What follows belongs to an exercise in optimizing a design on an open flow for a short achievable clock period and few clock cycles; a production flow would make more cautious choices.
Only the layout flow was run in this run; the RTL was not checked for function there.
Power is estimated from default activity; no workload was simulated.

**design/flow/run.sh**
```bash
#!/bin/bash
# synth_recipe.tcl (not shown) runs the flow's synth.tcl, then flattens the netlist and writes it again
# the make line also repeats each setting of config.mk as NAME=value (left out here)
make -C /OpenROAD-flow-scripts/flow DESIGN_CONFIG=/design/flow/config.mk WORK_HOME=/design/flow/orfs CLKGATE_MAP_FILE= SYNTH_SCRIPT=/design/flow/synth_recipe.tcl finish
```
**design/flow/config.mk**
```make
export PLATFORM = sky130hd
export DESIGN_NAME = riscv
export DESIGN_NICKNAME = riscv
export VERILOG_FILES = /design/flow/design.v
export SDC_FILE = /design/flow/constraint.sdc
export NUM_CORES = 4
export LEC_CHECK = 0
export CAP_MARGIN = 20
export CORE_MARGIN = 2
export CORE_UTILIZATION = 40
export SLEW_MARGIN = 20
```
**design/flow/constraint.sdc**
```tcl
create_clock -name core_clock -period 9.0 [get_ports {clk}]
set_input_delay 1.8000 -clock core_clock [delete_from_list [all_inputs] [get_ports {clk}]]
set_output_delay 1.8000 -clock core_clock [all_outputs]
set_load 0.01 [all_outputs]
```
**design/flow/design.v**
```verilog
`timescale 1ns / 1ps
 `timescale 1ns / 1ps
module pc_reg(
	input wire clk,
	input wire rst,
	input wire stall,
	input wire branch_flag_i,
	input wire[31:0] branch_target_i,
	output reg[31:0] pc,
	output reg ce
);
	always @ (posedge clk) begin
		if (ce == 1'b0) begin
			pc <= 32'h00000000;
		end else if (stall == 1'b1) begin
			pc <= pc;
		end else begin
			if (branch_flag_i == 1'b1) begin
				pc <= {branch_target_i[31:2], 2'b00};
			end else begin
	 			pc <= pc + 4'h4;
	 		end
		end
	end
	always @ (posedge clk) begin
		if (rst == 1'b1) begin
			ce <= 1'b0;
		end else begin
			ce <= 1'b1;
		end
	end
endmodule
 `timescale 1ns / 1ps
module if_id(
	input wire clk,
	input wire rst,
	input wire stall,
	input wire is_in_delay,
	input wire[31:0] if_pc,
	input wire[31:0] if_inst,
	output reg[31:0] id_pc,
	output reg[31:0] id_inst
);
	always @ (posedge clk) begin
		if (rst == 1'b1) begin
			id_pc <= 32'h00000000;
			id_inst <= 32'h00000000;
		end else if (stall == 1'b0) begin
		 	id_pc <= if_pc;
		 	if (is_in_delay == 1'b0) id_inst <= if_inst;
		 	else id_inst <= 32'b0;
		end
	end
endmodule
 `timescale 1ns / 1ps
module id(
	input wire rst,
	input wire[31:0] inst,
	input wire[31:0] pc,
	input wire[31:0] reg1_data,
	input wire[31:0] reg2_data,
	input wire ex_wreg,
	input wire[31:0] ex_wdata,
	input wire[4:0] ex_waddr,
	input wire ex_is_load,
	input wire mem_wreg,
	input wire[31:0] mem_wdata,
	input wire[4:0] mem_waddr,
	output reg wreg,
	output reg[4:0] waddr,
	output reg[31:0] op1,
	output reg[31:0] op2,
	output reg[3:0] alu_op,
	output reg[4:0] reg1_addr,
	output reg[4:0] reg2_addr,
	output reg reg1_read,
	output reg reg2_read,
	output reg branch_flag_o,
	output reg[31:0] branch_target_address_o,
	output reg next_inst_in_delay,
	output reg ram_wreg,
	output reg[31:0] ram_addr,
	output reg[2:0] ld_type,
	output reg[31:0] read_addr,
	output reg stall
);
	wire[6:0] opcode = inst[6:0];
	wire[4:0] rs1 = inst[19:15];
	wire[4:0] rs2 = inst[24:20];
	wire[4:0] rd = inst[11:7];
	wire[2:0] fun3 = inst[14:12];
	reg[31:0] imm;
	reg[31:0] num1;
	reg[31:0] num2;
	always @ (*) begin
		if ((ex_wreg == 1'b1) && (ex_waddr == rs1) && (rs1 != 5'b0)) begin
			num1 = ex_wdata;
		end else if ((mem_wreg == 1'b1) && (mem_waddr == rs1) && (rs1 != 5'b0)) begin
			num1 = mem_wdata;
		end else begin
			num1 = reg1_data;
		end
		if ((ex_wreg == 1'b1) && (ex_waddr == rs2) && (rs2 != 5'b0)) begin
			num2 = ex_wdata;
		end else if ((mem_wreg == 1'b1) && (mem_waddr == rs2) && (rs2 != 5'b0)) begin
			num2 = mem_wdata;
		end else begin
			num2 = reg2_data;
		end
	end
	always @ (*) begin
		alu_op = 4'b1111;
		wreg = 1'b0;
		waddr = 5'b00000;
		imm = 32'h00000000;
		reg1_addr = rs1;
		reg2_addr = rs2;
		reg1_read = 1'b0;
		reg2_read = 1'b0;
		ram_wreg = 1'b0;
		ram_addr = 32'h00000000;
		branch_target_address_o = 32'h00000000;
		branch_flag_o = 1'b0;
		next_inst_in_delay = 1'b0;
		ld_type = 3'b111;
		read_addr = 32'h00000000;
		stall = 1'b0;
		if (rst == 1'b1) begin
			reg1_addr = 5'b00000;
			reg2_addr = 5'b00000;
		end else begin
			case (opcode)
				7'b0010011: begin
					reg1_read = 1'b1;
					waddr = rd;
					wreg = 1'b1;
					alu_op = {(fun3 == 3'b101) ? inst[30] : 1'b0, fun3};
					if (fun3 == 3'b001 || fun3 == 3'b101) begin
						imm = {27'h0, inst[24:20]};
					end else begin
						imm = {{20{inst[31]}}, inst[31:20]};
					end
				end
				7'b0110011: begin
					reg1_read = 1'b1;
					reg2_read = 1'b1;
					waddr = rd;
					wreg = 1'b1;
					alu_op = {inst[30], fun3};
				end
				7'b1100011: begin
					imm = {{20{inst[31]}}, inst[7], inst[30:25], inst[11:8], 1'b0};
					reg1_read = 1'b1;
					reg2_read = 1'b1;
					branch_target_address_o = pc + imm;
					case (fun3)
						3'b000: if (num1 == num2) branch_flag_o = 1'b1;
						3'b001: if (num1 != num2) branch_flag_o = 1'b1;
						3'b100: if ($signed(num1) < $signed(num2)) branch_flag_o = 1'b1;
						3'b101: if ($signed(num1) >= $signed(num2)) branch_flag_o = 1'b1;
						3'b110: if (num1 < num2) branch_flag_o = 1'b1;
						3'b111: if (num1 >= num2) branch_flag_o = 1'b1;
						default: ;
					endcase
					next_inst_in_delay = branch_flag_o;
				end
				7'b0110111: begin
					wreg = 1'b1;
					imm = {inst[31:12], 12'b0};
					waddr = rd;
					alu_op = 4'b1001;
				end
				7'b0010111: begin
					wreg = 1'b1;
					imm = {inst[31:12], 12'b0} + pc;
					waddr = rd;
					alu_op = 4'b1001;
				end
				7'b0100011: begin
					case (fun3)
						3'b000: alu_op = 4'b1010;
						3'b001: alu_op = 4'b1011;
						3'b010: alu_op = 4'b1100;
						default: ;
					endcase
					reg1_read = 1'b1;
					reg2_read = 1'b1;
					ram_wreg = 1'b1;
					imm = {{21{inst[31]}}, inst[30:25], inst[11:7]};
					ram_addr = num1 + imm;
				end
				7'b1101111: begin
					wreg = 1'b1;
					branch_flag_o = 1'b1;
					waddr = rd;
					imm = pc + 32'd4;
					next_inst_in_delay = 1'b1;
					branch_target_address_o = pc + {{12{inst[31]}}, inst[19:12], inst[20], inst[30:21], 1'b0};
					alu_op = 4'b1110;
				end
				7'b1100111: begin
					wreg = 1'b1;
					branch_flag_o = 1'b1;
					waddr = rd;
					reg1_read = 1'b1;
					imm = pc + 32'd4;
					next_inst_in_delay = 1'b1;
					branch_target_address_o = num1 + {{21{inst[31]}}, inst[30:20]};
					alu_op = 4'b1110;
				end
				7'b0000011: begin
					wreg = 1'b1;
					waddr = rd;
					ld_type = fun3;
					reg1_read = 1'b1;
					read_addr = num1 + {{21{inst[31]}}, inst[30:20]};
				end
				default: begin
				end
			endcase
			if (ex_is_load && (ex_waddr != 5'b0) &&
			    ((reg1_read && (ex_waddr == rs1)) || (reg2_read && (ex_waddr == rs2)))) begin
				stall = 1'b1;
				alu_op = 4'b1111;
				wreg = 1'b0;
				waddr = 5'b00000;
				ram_wreg = 1'b0;
				ld_type = 3'b111;
				branch_flag_o = 1'b0;
				next_inst_in_delay = 1'b0;
			end
		end
	end
	always @ (*) begin
		if (rst == 1'b1) begin
			op1 = 32'h00000000;
		end else if (reg1_read == 1'b1) begin
			op1 = num1;
		end else begin
			op1 = 32'h00000000;
		end
	end
	always @ (*) begin
		if (rst == 1'b1) begin
			op2 = 32'h00000000;
		end else if (reg2_read == 1'b1) begin
			op2 = num2;
		end else begin
			op2 = imm;
		end
	end
endmodule
 `timescale 1ns / 1ps
module id_ex(
	input wire clk,
	input wire rst,
	input wire[3:0] id_aluop,
	input wire[31:0] id_op1,
	input wire[31:0] id_op2,
	input wire[4:0] id_waddr,
	input wire id_wreg,
	input wire[2:0] id_ld_type,
	input wire[31:0] id_read_addr,
	input wire id_ram_wreg,
	input wire[31:0] id_ram_waddr,
	output reg[3:0]         ex_aluop,
	output reg[31:0]           ex_op1,
	output reg[31:0]           ex_op2,
	output reg[4:0]       ex_waddr,
	output reg                    ex_wreg,
	output reg ex_ram_wreg,
	output reg[31:0] ex_ram_waddr,
	output reg[2:0] ex_ld_type,
	output reg[31:0] ex_read_addr
);
	always @ (posedge clk) begin
		if (rst == 1'b1) begin
			ex_aluop <= 4'b1111;
			ex_op1 <= 32'h00000000;
			ex_op2 <= 32'h00000000;
			ex_waddr <= 5'b00000;
			ex_wreg <= 1'b0;
			ex_ram_waddr <= 32'h00000000;
			ex_ram_wreg <= 1'b0;
			ex_ld_type <= 3'b111;
			ex_read_addr <= 32'h00000000;
		end else begin		
			ex_aluop <= id_aluop;
			ex_op1 <= id_op1;
			ex_op2 <= id_op2;
			ex_waddr <= id_waddr;
			ex_wreg <= id_wreg;	
			ex_ram_wreg <= id_ram_wreg;
			ex_ram_waddr <= id_ram_waddr;
			ex_ld_type <= id_ld_type;
			ex_read_addr <= id_read_addr;
		end
	end
endmodule
 `timescale 1ns / 1ps
module ex(
	input wire rst,
	input wire[3:0] alu_op,
	input wire wreg,
	input wire[4:0] waddr,
	input wire[31:0] op1,
	input wire[31:0] op2,
	input wire ram_wreg,
	input wire[31:0] ram_waddr,
	input wire[2:0] ld_type,
	input wire[31:0] read_addr,
	output reg[4:0] waddr_o,
	output reg[31:0] wdata_o,
	output reg wreg_o,
	output reg ram_wreg_o,
	output reg[31:0] ram_waddr_o,
	output reg[31:0] ram_wdata_o,
	output reg[2:0] ld_type_o,
	output reg[31:0] read_addr_o
);
	reg[31:0] AluOut;
	reg[31:0] RamData;
	always @ (*) begin
		AluOut = 32'h00000000;
		RamData = 32'h00000000;
		if (rst == 1'b0) begin
			case (alu_op)
				4'b0000: AluOut = op1 + op2;
				4'b1000: AluOut = op1 - op2;
				4'b0111: AluOut = op1 & op2;
				4'b0110 : AluOut = op1 | op2;
				4'b0100: AluOut = op1 ^ op2;
				4'b0010: AluOut = ($signed(op1) < $signed(op2)) ? 32'b1 : 32'b0;
				4'b0011: AluOut = (op1 < op2) ? 32'b1 : 32'b0;
				4'b0001: AluOut = op1 << op2[4:0];
				4'b0101: AluOut = op1 >> op2[4:0];
				4'b1101: AluOut = $signed(op1) >>> op2[4:0];
				4'b1001: AluOut = op2;
				4'b1011: RamData = {16'h0, op2[15:0]};
				4'b1010: RamData = {24'h0, op2[7:0]};
				4'b1100: RamData = op2;
				4'b1110: AluOut = op2;
				default: AluOut = 32'h00000000;
			endcase
		end
	end
	always @ (*) begin
		waddr_o = waddr;
		wreg_o = wreg;
		wdata_o = AluOut;
		ram_wdata_o = RamData;
		ram_waddr_o = ram_waddr;
		ram_wreg_o = ram_wreg;
		ld_type_o = ld_type;
		read_addr_o = read_addr;
	end
endmodule
 `timescale 1ns / 1ps
module ex_mem(
	input wire clk,
	input wire rst,
	input wire[4:0] ex_waddr,
	input wire ex_wreg,
	input wire[31:0]	ex_wdata,
	input wire[2:0] ex_ld_type,
	input wire[31:0] ex_read_addr,
	output reg[4:0] mem_waddr,
	output reg mem_wreg,
	output reg[31:0] mem_wdata,
	input wire ex_ram_wreg,
	input wire[31:0] ex_ram_waddr,
	input wire[31:0] ex_ram_wdata,
	output reg mem_ram_wreg,
	output reg[31:0] mem_ram_wdata,
	output reg[31:0] mem_ram_waddr,
	output reg[2:0] mem_ld_type,
	output reg[31:0] mem_read_addr
);
	always @ (posedge clk) begin
		if(rst == 1'b1) begin
			mem_waddr <= 5'b00000;
			mem_wreg <= 1'b0;
		 	mem_wdata <= 32'h00000000;	
		 	mem_ram_waddr <= 32'h00000000;
		 	mem_ram_wdata <= 32'h00000000;
		 	mem_ram_wreg <= 1'b0;
		 	mem_ld_type <= 3'b111;
		 	mem_read_addr <= 32'h00000000;
		end else begin
			mem_waddr <= ex_waddr;
			mem_wreg <= ex_wreg;
			mem_wdata <= ex_wdata;
			mem_ram_waddr <= ex_ram_waddr;
			mem_ram_wdata <= ex_ram_wdata;
			mem_ram_wreg <= ex_ram_wreg;
			mem_ld_type <= ex_ld_type;
			mem_read_addr <= ex_read_addr;
		end     
	end       
endmodule
 `timescale 1ns / 1ps
module mem(
	input wire rst,
	input wire[4:0] waddr,
	input wire wreg,
	input wire[31:0] wdata,
	input wire[2:0] ld_type,
	input wire[31:0] read_addr,
	input wire[31:0] rdata,
	input wire[31:0] ram_wdata_i,
	input wire[31:0] ram_waddr_i,
	input wire ram_wreg_i,
	output reg[4:0] waddr_o,
	output reg wreg_o,
	output reg[31:0] wdata_o,
	output reg[31:0] ram_waddr,
	output reg[31:0] ram_wdata,
	output reg ram_wreg,
	output reg[31:0] raddr
);
	always @ (*) begin
		raddr = read_addr;
		if (rst == 1'b1) begin
			waddr_o = 5'b00000;
			wreg_o = 1'b0;
			wdata_o = 32'h00000000;
			ram_waddr = 32'h00000000;
			ram_wdata = 32'h00000000;
			ram_wreg = 1'b0;
		end else begin
			waddr_o = waddr;
			wreg_o = wreg;
			case (ld_type)
				3'b000: wdata_o = {{25{rdata[7]}}, rdata[6:0]};
				3'b010: wdata_o = rdata;
				3'b001: wdata_o = {{17{rdata[15]}}, rdata[14:0]};
				3'b100: wdata_o = {24'h0, rdata[7:0]};
				3'b101: wdata_o = {16'h0, rdata[15:0]};
				default: wdata_o = wdata;
			endcase
			ram_waddr = ram_waddr_i;
			ram_wdata = ram_wdata_i;
			ram_wreg = ram_wreg_i;
		end
	end
endmodule
 `timescale 1ns / 1ps
module mem_wb(
	input	wire clk,
	input wire rst,
	input wire[4:0] waddr,
	input wire wreg,
	input wire[31:0]	wdata,
	output reg[4:0] waddr_o,
	output reg wreg_o,
	output reg[31:0]	wdata_o	       
);
	always @ (posedge clk) begin
		if(rst == 1'b1) begin
			waddr_o <= 5'b00000;
			wreg_o <= 1'b0;
		  	wdata_o <= 32'h00000000;	
		end else begin
			waddr_o <= waddr;
			wreg_o <= wreg;
			wdata_o <= wdata;
		end     
	end       
endmodule
 `timescale 1ns / 1ps
module regfile(
	input wire clk,
	input wire rst,
	input wire[4:0] raddr1,
	input wire re1,
	output reg[31:0] rdata1,
	input wire[4:0] raddr2,
	input wire re2,
	output reg[31:0] rdata2,
	input wire we,
	input wire[31:0] wdata,
	input wire[4:0] waddr
);
	reg[31:0]  regs[0:31];
	always @ (posedge clk) begin
		if (rst == 1'b0) begin
			if((we == 1'b1) && (waddr != 5'b0)) begin
				regs[waddr] <= wdata;
			end
		end
	end
	always @ (*) begin
		if(rst == 1'b1) begin
			rdata1 = 32'h00000000;
		end else if(raddr1 == 5'b0) begin
			rdata1 = 32'h00000000;
		end else if((raddr1 == waddr) && (we == 1'b1)
		            && (re1 == 1'b1)) begin
			rdata1 = wdata;
		end else if(re1 == 1'b1) begin
			rdata1 = regs[raddr1];
		end else begin
			rdata1 = 32'h00000000;
		end
	end
	always @ (*) begin
		if(rst == 1'b1) begin
			rdata2 = 32'h00000000;
		end else if(raddr2 == 5'b0) begin
			rdata2 = 32'h00000000;
		end else if((raddr2 == waddr) && (we == 1'b1)
		            && (re2 == 1'b1)) begin
			rdata2 = wdata;
		end else if(re2 == 1'b1) begin
			rdata2 = regs[raddr2];
		end else begin
			rdata2 = 32'h00000000;
		end
	end
endmodule
 `timescale 1ns / 1ps
module riscv(
	input wire clk,
	input wire rst,
	input wire[31:0] inst,
	output wire[31:0] inst_addr,
	output wire ce,
	input wire[31:0] rdata,
	output wire[31:0] ram_waddr,
	output wire[31:0] ram_wdata,
	output wire ram_wreg,
	output wire[31:0] raddr
);
	wire[31:0] pc;
	wire branch_flag_o;
	wire[31:0] branch_target_address_o;
	wire is_in_delay;
	wire[2:0] ld_type1;
	wire[31:0] read_addr1;
	wire[2:0] ld_type2;
	wire[31:0] read_addr2;
	wire[2:0] ld_type3;
	wire[31:0] read_addr3;
	wire[2:0] ld_type4;
	wire[31:0] read_addr4;
	wire mem_wreg_o;
	wire[31:0] mem_wdata_o;
	wire[4:0] mem_waddr_o;
	wire[31:0] id_pc_i;
	wire[31:0] id_inst_i;
	wire[31:0] id_data1_i;
	wire[31:0] id_data2_i;
	wire reg_read1;
	wire reg_read2;
	wire[4:0] reg_read1_re;
	wire[4:0] reg_read2_re;
	wire[31:0] id_op1_o;
	wire[31:0] id_op2_o;
	wire id_wreg_o;
	wire[3:0] id_aluop_o;
	wire[4:0] id_waddr_o;
	wire id_ram_wreg_o;
	wire[31:0] id_ram_addr_o;
	wire ex_wreg_i;
	wire[31:0] ex_op1_i;
	wire[31:0] ex_op2_i;
	wire[4:0] ex_waddr_i;
	wire[3:0] ex_aluop;
	wire[31:0] ex_ram_addr_i;
	wire ex_ram_wreg_i;
	wire[31:0] ex_wdata_o;
	wire ex_wreg_o;
	wire[4:0] ex_waddr_o;
	wire ex_ram_wreg_o;
	wire[31:0] ex_ram_waddr_o;
	wire[31:0] ex_ram_wdata_o;
	wire stall;
	pc_reg pc_reg0(
		.clk(clk), .rst(rst), .stall(stall),
		.pc(pc), .ce(ce),
		.branch_flag_i(branch_flag_o), .branch_target_i(branch_target_address_o)
	);
	assign inst_addr = pc;
	if_id if_id0(
		.clk(clk), .rst(rst), .stall(stall),
		.if_pc(pc), .if_inst(inst),
		.id_pc(id_pc_i), .id_inst(id_inst_i), .is_in_delay(is_in_delay)
	);
	id id0(
	.rst(rst),
	.inst(id_inst_i), .pc(id_pc_i),
	.reg1_data(id_data1_i), .reg2_data(id_data2_i),
	.wreg(id_wreg_o), .waddr(id_waddr_o),
	.op1(id_op1_o), .op2(id_op2_o), .alu_op(id_aluop_o),
	.reg1_addr(reg_read1_re), .reg2_addr(reg_read2_re),
	.reg1_read(reg_read1), .reg2_read(reg_read2),
	.ex_wreg(ex_wreg_o), .ex_wdata(ex_wdata_o), .ex_waddr(ex_waddr_o), .ex_is_load(ld_type2 != 3'b111),
	.mem_wreg(mem_wreg_o), .mem_wdata(mem_wdata_o), .mem_waddr(mem_waddr_o),
	.branch_flag_o(branch_flag_o), .branch_target_address_o(branch_target_address_o),
	.next_inst_in_delay(is_in_delay),
	.ram_wreg(id_ram_wreg_o), .ram_addr(id_ram_addr_o),
	.ld_type(ld_type1), .read_addr(read_addr1), .stall(stall)
	);
	id_ex id_ex0(
		.clk(clk), .rst(rst),
		.id_aluop(id_aluop_o),
		.id_op1(id_op1_o), .id_op2(id_op2_o),
		.id_waddr(id_waddr_o), .id_wreg(id_wreg_o),
		.ex_aluop(ex_aluop), .ex_op1(ex_op1_i), .ex_op2(ex_op2_i),
		.ex_waddr(ex_waddr_i), .ex_wreg(ex_wreg_i),
		.id_ram_wreg(id_ram_wreg_o), .id_ram_waddr(id_ram_addr_o), .ex_ram_wreg(ex_ram_wreg_i), .ex_ram_waddr(ex_ram_addr_i),
		.id_ld_type(ld_type1), .id_read_addr(read_addr1), .ex_ld_type(ld_type2), .ex_read_addr(read_addr2)
	);
	ex ex0(
		.rst(rst),
		.alu_op(ex_aluop), .wreg(ex_wreg_i), .waddr(ex_waddr_i),
		.op1(ex_op1_i), .op2(ex_op2_i),
		.waddr_o(ex_waddr_o), .wdata_o(ex_wdata_o), .wreg_o(ex_wreg_o),
		.ram_wreg(ex_ram_wreg_i), .ram_waddr(ex_ram_addr_i), .ram_wreg_o(ex_ram_wreg_o), .ram_waddr_o(ex_ram_waddr_o), .ram_wdata_o(ex_ram_wdata_o),
		.ld_type(ld_type2), .read_addr(read_addr2), .ld_type_o(ld_type3), .read_addr_o(read_addr3)
	);
	wire mem_wreg_i;
	wire[31:0] mem_wdata_i;
	wire[4:0] mem_waddr_i;
	wire mem_ram_wreg_i;
	wire[31:0] mem_ram_wdata_i;
	wire[31:0] mem_ram_waddr_i;
	ex_mem ex_mem0(
		.clk(clk), .rst(rst),
		.ex_waddr(ex_waddr_o), .ex_wreg(ex_wreg_o), .ex_wdata(ex_wdata_o),
		.mem_waddr(mem_waddr_i), .mem_wreg(mem_wreg_i), .mem_wdata(mem_wdata_i),
		.ex_ram_wdata(ex_ram_wdata_o), .ex_ram_waddr(ex_ram_waddr_o), .ex_ram_wreg(ex_ram_wreg_o),
		.mem_ram_wdata(mem_ram_wdata_i), .mem_ram_waddr(mem_ram_waddr_i), .mem_ram_wreg(mem_ram_wreg_i),
		.ex_read_addr(read_addr3), .ex_ld_type(ld_type3), .mem_read_addr(read_addr4), .mem_ld_type(ld_type4)
	);
	mem mem0(
		.rst(rst),
		.waddr(mem_waddr_i), .wreg(mem_wreg_i), .wdata(mem_wdata_i),
		.waddr_o(mem_waddr_o), .wreg_o(mem_wreg_o), .wdata_o(mem_wdata_o),
		.rdata(rdata), .ram_waddr(ram_waddr), .ram_wdata(ram_wdata), .ram_wreg(ram_wreg), .raddr(raddr),
		.ram_wdata_i(mem_ram_wdata_i), .ram_waddr_i(mem_ram_waddr_i), .ram_wreg_i(mem_ram_wreg_i),
		.ld_type(ld_type4), .read_addr(read_addr4)
	);
	wire wb_wreg;
	wire[4:0] wb_waddr;
	wire[31:0] wb_wdata;
	mem_wb mem_wb0(
		.clk(clk), .rst(rst),
		.waddr(mem_waddr_o), .wreg(mem_wreg_o), .wdata(mem_wdata_o),
		.waddr_o(wb_waddr), .wreg_o(wb_wreg), .wdata_o(wb_wdata)
	);
	regfile regfile0(
		.clk(clk), .rst(rst),
		.raddr1(reg_read1_re), .re1(reg_read1), .rdata1(id_data1_i),
		.raddr2(reg_read2_re), .re2(reg_read2), .rdata2(id_data2_i),
		.we(wb_wreg), .wdata(wb_wdata), .waddr(wb_waddr)
	);
endmodule
```
Figure 1. Sequential cells colored by netlist name.
Scale: 1.5 px per µm. Other sequential cells in the stronger gray, the rest of the logic in the fainter gray.
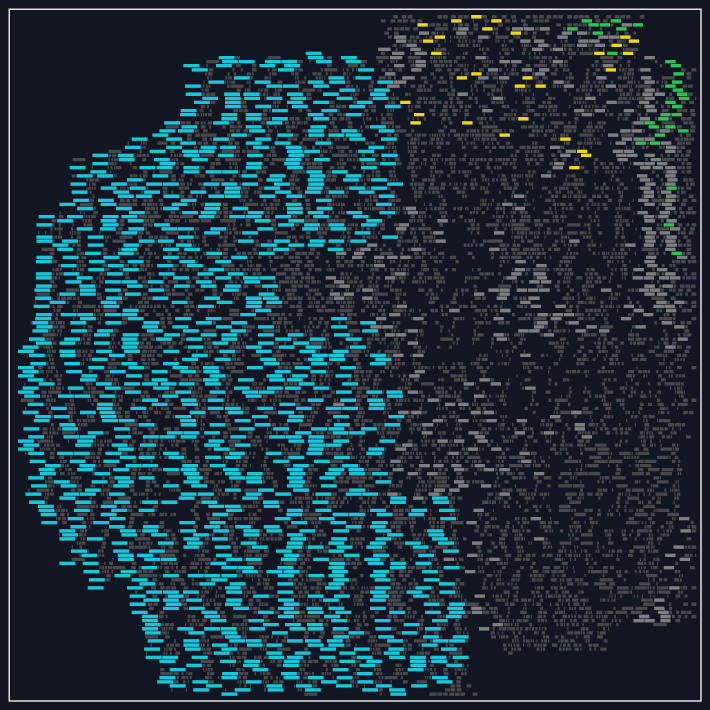
| signal | color | placed flops |
|---|---|---|
| if_id0.id_pc | yellow | 30 |
| regfile0.regs | cyan | 1,024 |
| ex_mem0.mem_read_addr | green | 32 |
not colored: 349

Figure 2. Power grid.
Scale: 1 px per µm. Pins as bars on the die edge.
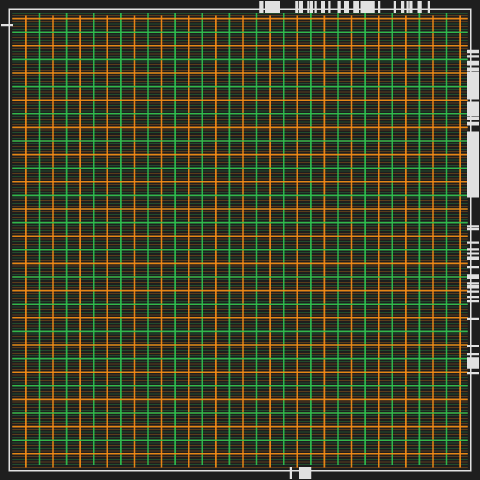
| net | color |
|---|---|
| VSS | orange |
| VDD | green |
signal pins: 196
rows: 167
met4 straps: 33
die span in y: 460 µm
die extent in x: 460 µm
Core Area: 207,000 µm²
peak supply drop: 0.205 mV

==> impl_metrics.yaml <==
layout:
  multiInputGateArea_um2: 41400
  seq_area_um2: 39000
  seq_cells: 1435
  fin_util: 0.455
  drive_above_1_share: 0.0910
  fin_cells: 11044
  area_delta_synth_final_pct: 13.2
  seq_share: 0.414
  nClkBuffers: 212
  multi_input_gates: 5949
  n_all_buffers: 492
  design_area_um2: 94200
  largestClassByArea: "multi-input gates"
  bufAreaShareNonClock: 0.0485
synth:
  synth-edff-count: 1024
  synth_top_family_by_area: "compound AO/OA/AOI/OAI gates"
  synthAdderAreaFrac: 0.0338
  yosys.area.top_type_share: 0.370
  synth.avg_cell_area_um2: 10.1
  synth_cell_types: 87
  ys_ff_latch: 1435
  yosysMostFrequentCell: "edfxtp_1"
  synth-xor-area-share: 0.0169
  yosysSeqAreaShare: 0.468
  synth_compound_area_frac: 0.200
  synth_mux_area_frac: 0.117
  synthTopCellsByArea: "edfxtp_1 (37%), dfxtp_1 (9.9%), mux2i_1 (9.5%)"
sta:
  fin_crit_sh: 0.953
  hold_viol: 0
  period_minus_slack_ns: 8.58
  rsz0062_at_grt: "false"
  tns_ns: 0
  slew_headroom: 0.126
  final.setup_skew_ns: 0.0566
  hold_ws_ns: 0.437
  clock.fmax_ghz: 0.117
  finalSetupViolations: 0
  setup_ws_ns: 0.423
run_status:
  status: "complete, no violations"
critical_path:
  crit_arrival_ns: 9.33
  r2r_slack_ns: 0.42
  cp_top_family: "compound AO/OA/AOI/OAI gates"
  setup.worst_path.start_class: "flip-flop"
  crit_path_end_kind: "flip-flop"
  cp_slowest_cell: "o31ai_1"
  endpoint: "if_id0.id_inst[20]"
  path_buf_inv: 5
  reg2reg_to: "if_id0.id_inst[20]"
  max_stage_delay_ns: 1.01
  r2r-start: "id_ex0.ex_op1[0]"
  critPathLaunch: "id_ex0.ex_op1[0]"
  cp.depth: 28
  worstSetupPathType: "flip-flop to flip-flop"
grt:
  grtUsageMet3: 0.0692
  grt-ovfl-total: 0
  grt_pass1_vias: 68434
  grt.total_usage: 0.325
  antenna_found_initial: 31
  grt_pass1_wl_um: 503000
  met2_usage: 0.499
pwr:
  clock_power_share: 0.442
  power.density_nw_per_um2: 157
  switching_share: 0.254
  pg_clk_mw: 6.53
  power_leakage_nw: 31.4
  pwr-share-comb: 0.080
  total_power_mw: 14.8
  maxPowerGroup: "registers"
  p_sw_mw: 3.76
placed_design:
  routabilityCongestion: 0.981
  port_buffers: 193
  placed_area_um2: 89000
  hpwl_um: 237000
detailed_routing:
  met2_length_um: 157000
  post-route-drc-count: 0
  ant_nets: 0
  via_per_inst: 6.60
  drt_iter0_drc: 10060
clock_network:
  cts_max_level: 4
  cts_tree: "built"
  cts.sinks: 1435
  ctsHoldBuffers: 0
worst_hold_path:
  hp-class: "flip-flop to flip-flop"
floorplan:
  rows: 167
  die_area_um2: 212000
Figure 3. The routed nets.
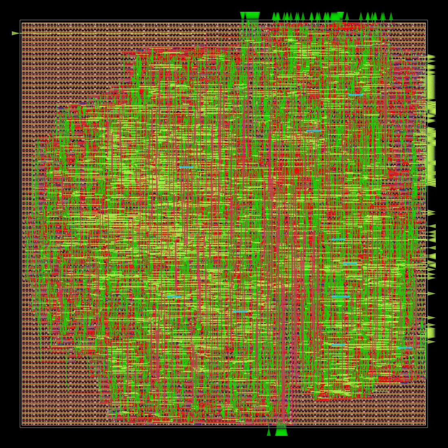
met1 WL: 141,000 µm
met3 wire len: 35,400 µm
top routing layer used: met5
WL final: 357,000 µm
vias after detailed routing: 72,836

Figure 4. Signal wires on met2.
Scale: 1 px per µm. Cells faint in the background.
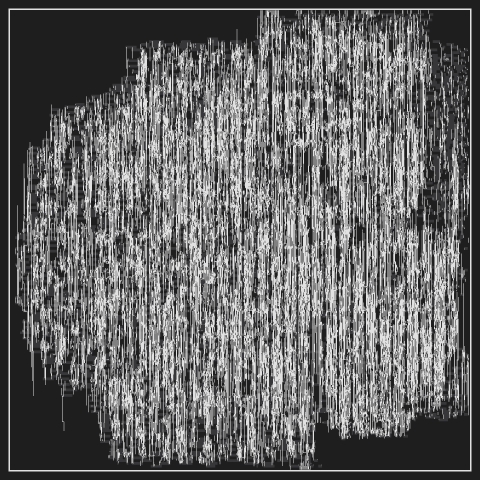
nets with wire on the layer: 7,062
wire length on this layer: 157 mm
share of all routed wire: 44%
main direction: vertical
longest straight run: 136 µm

==> separate check: timing with driven ports <==
Ports are ideal in the flow. The routed layout listed here was re-timed in OpenROAD. Step 1 sets driving cells, clkbuf_16 on the clock port and buf_2 on the other inputs (assumed; they add their load-dependent delay and slew). Step 2 adds t to the input delays and takes it off the output delays; t is the mean of the earliest and latest rising clock arrival at the registers after step 1. Input paths then give back, and output paths get back, about the clock's delay inside the block. Three values: ideal, step 1, step 2; two values: the first two.
t, ns: 0.934
slack for setup (ns): 0.423 / 0.423 / 0.013
clock arrival spread, ns: 0.059 / 0.058
After both steps this run still meets setup and hold. The setup slack of this run moves by 0.000 ns with the drivers and by -0.410 ns with both steps.
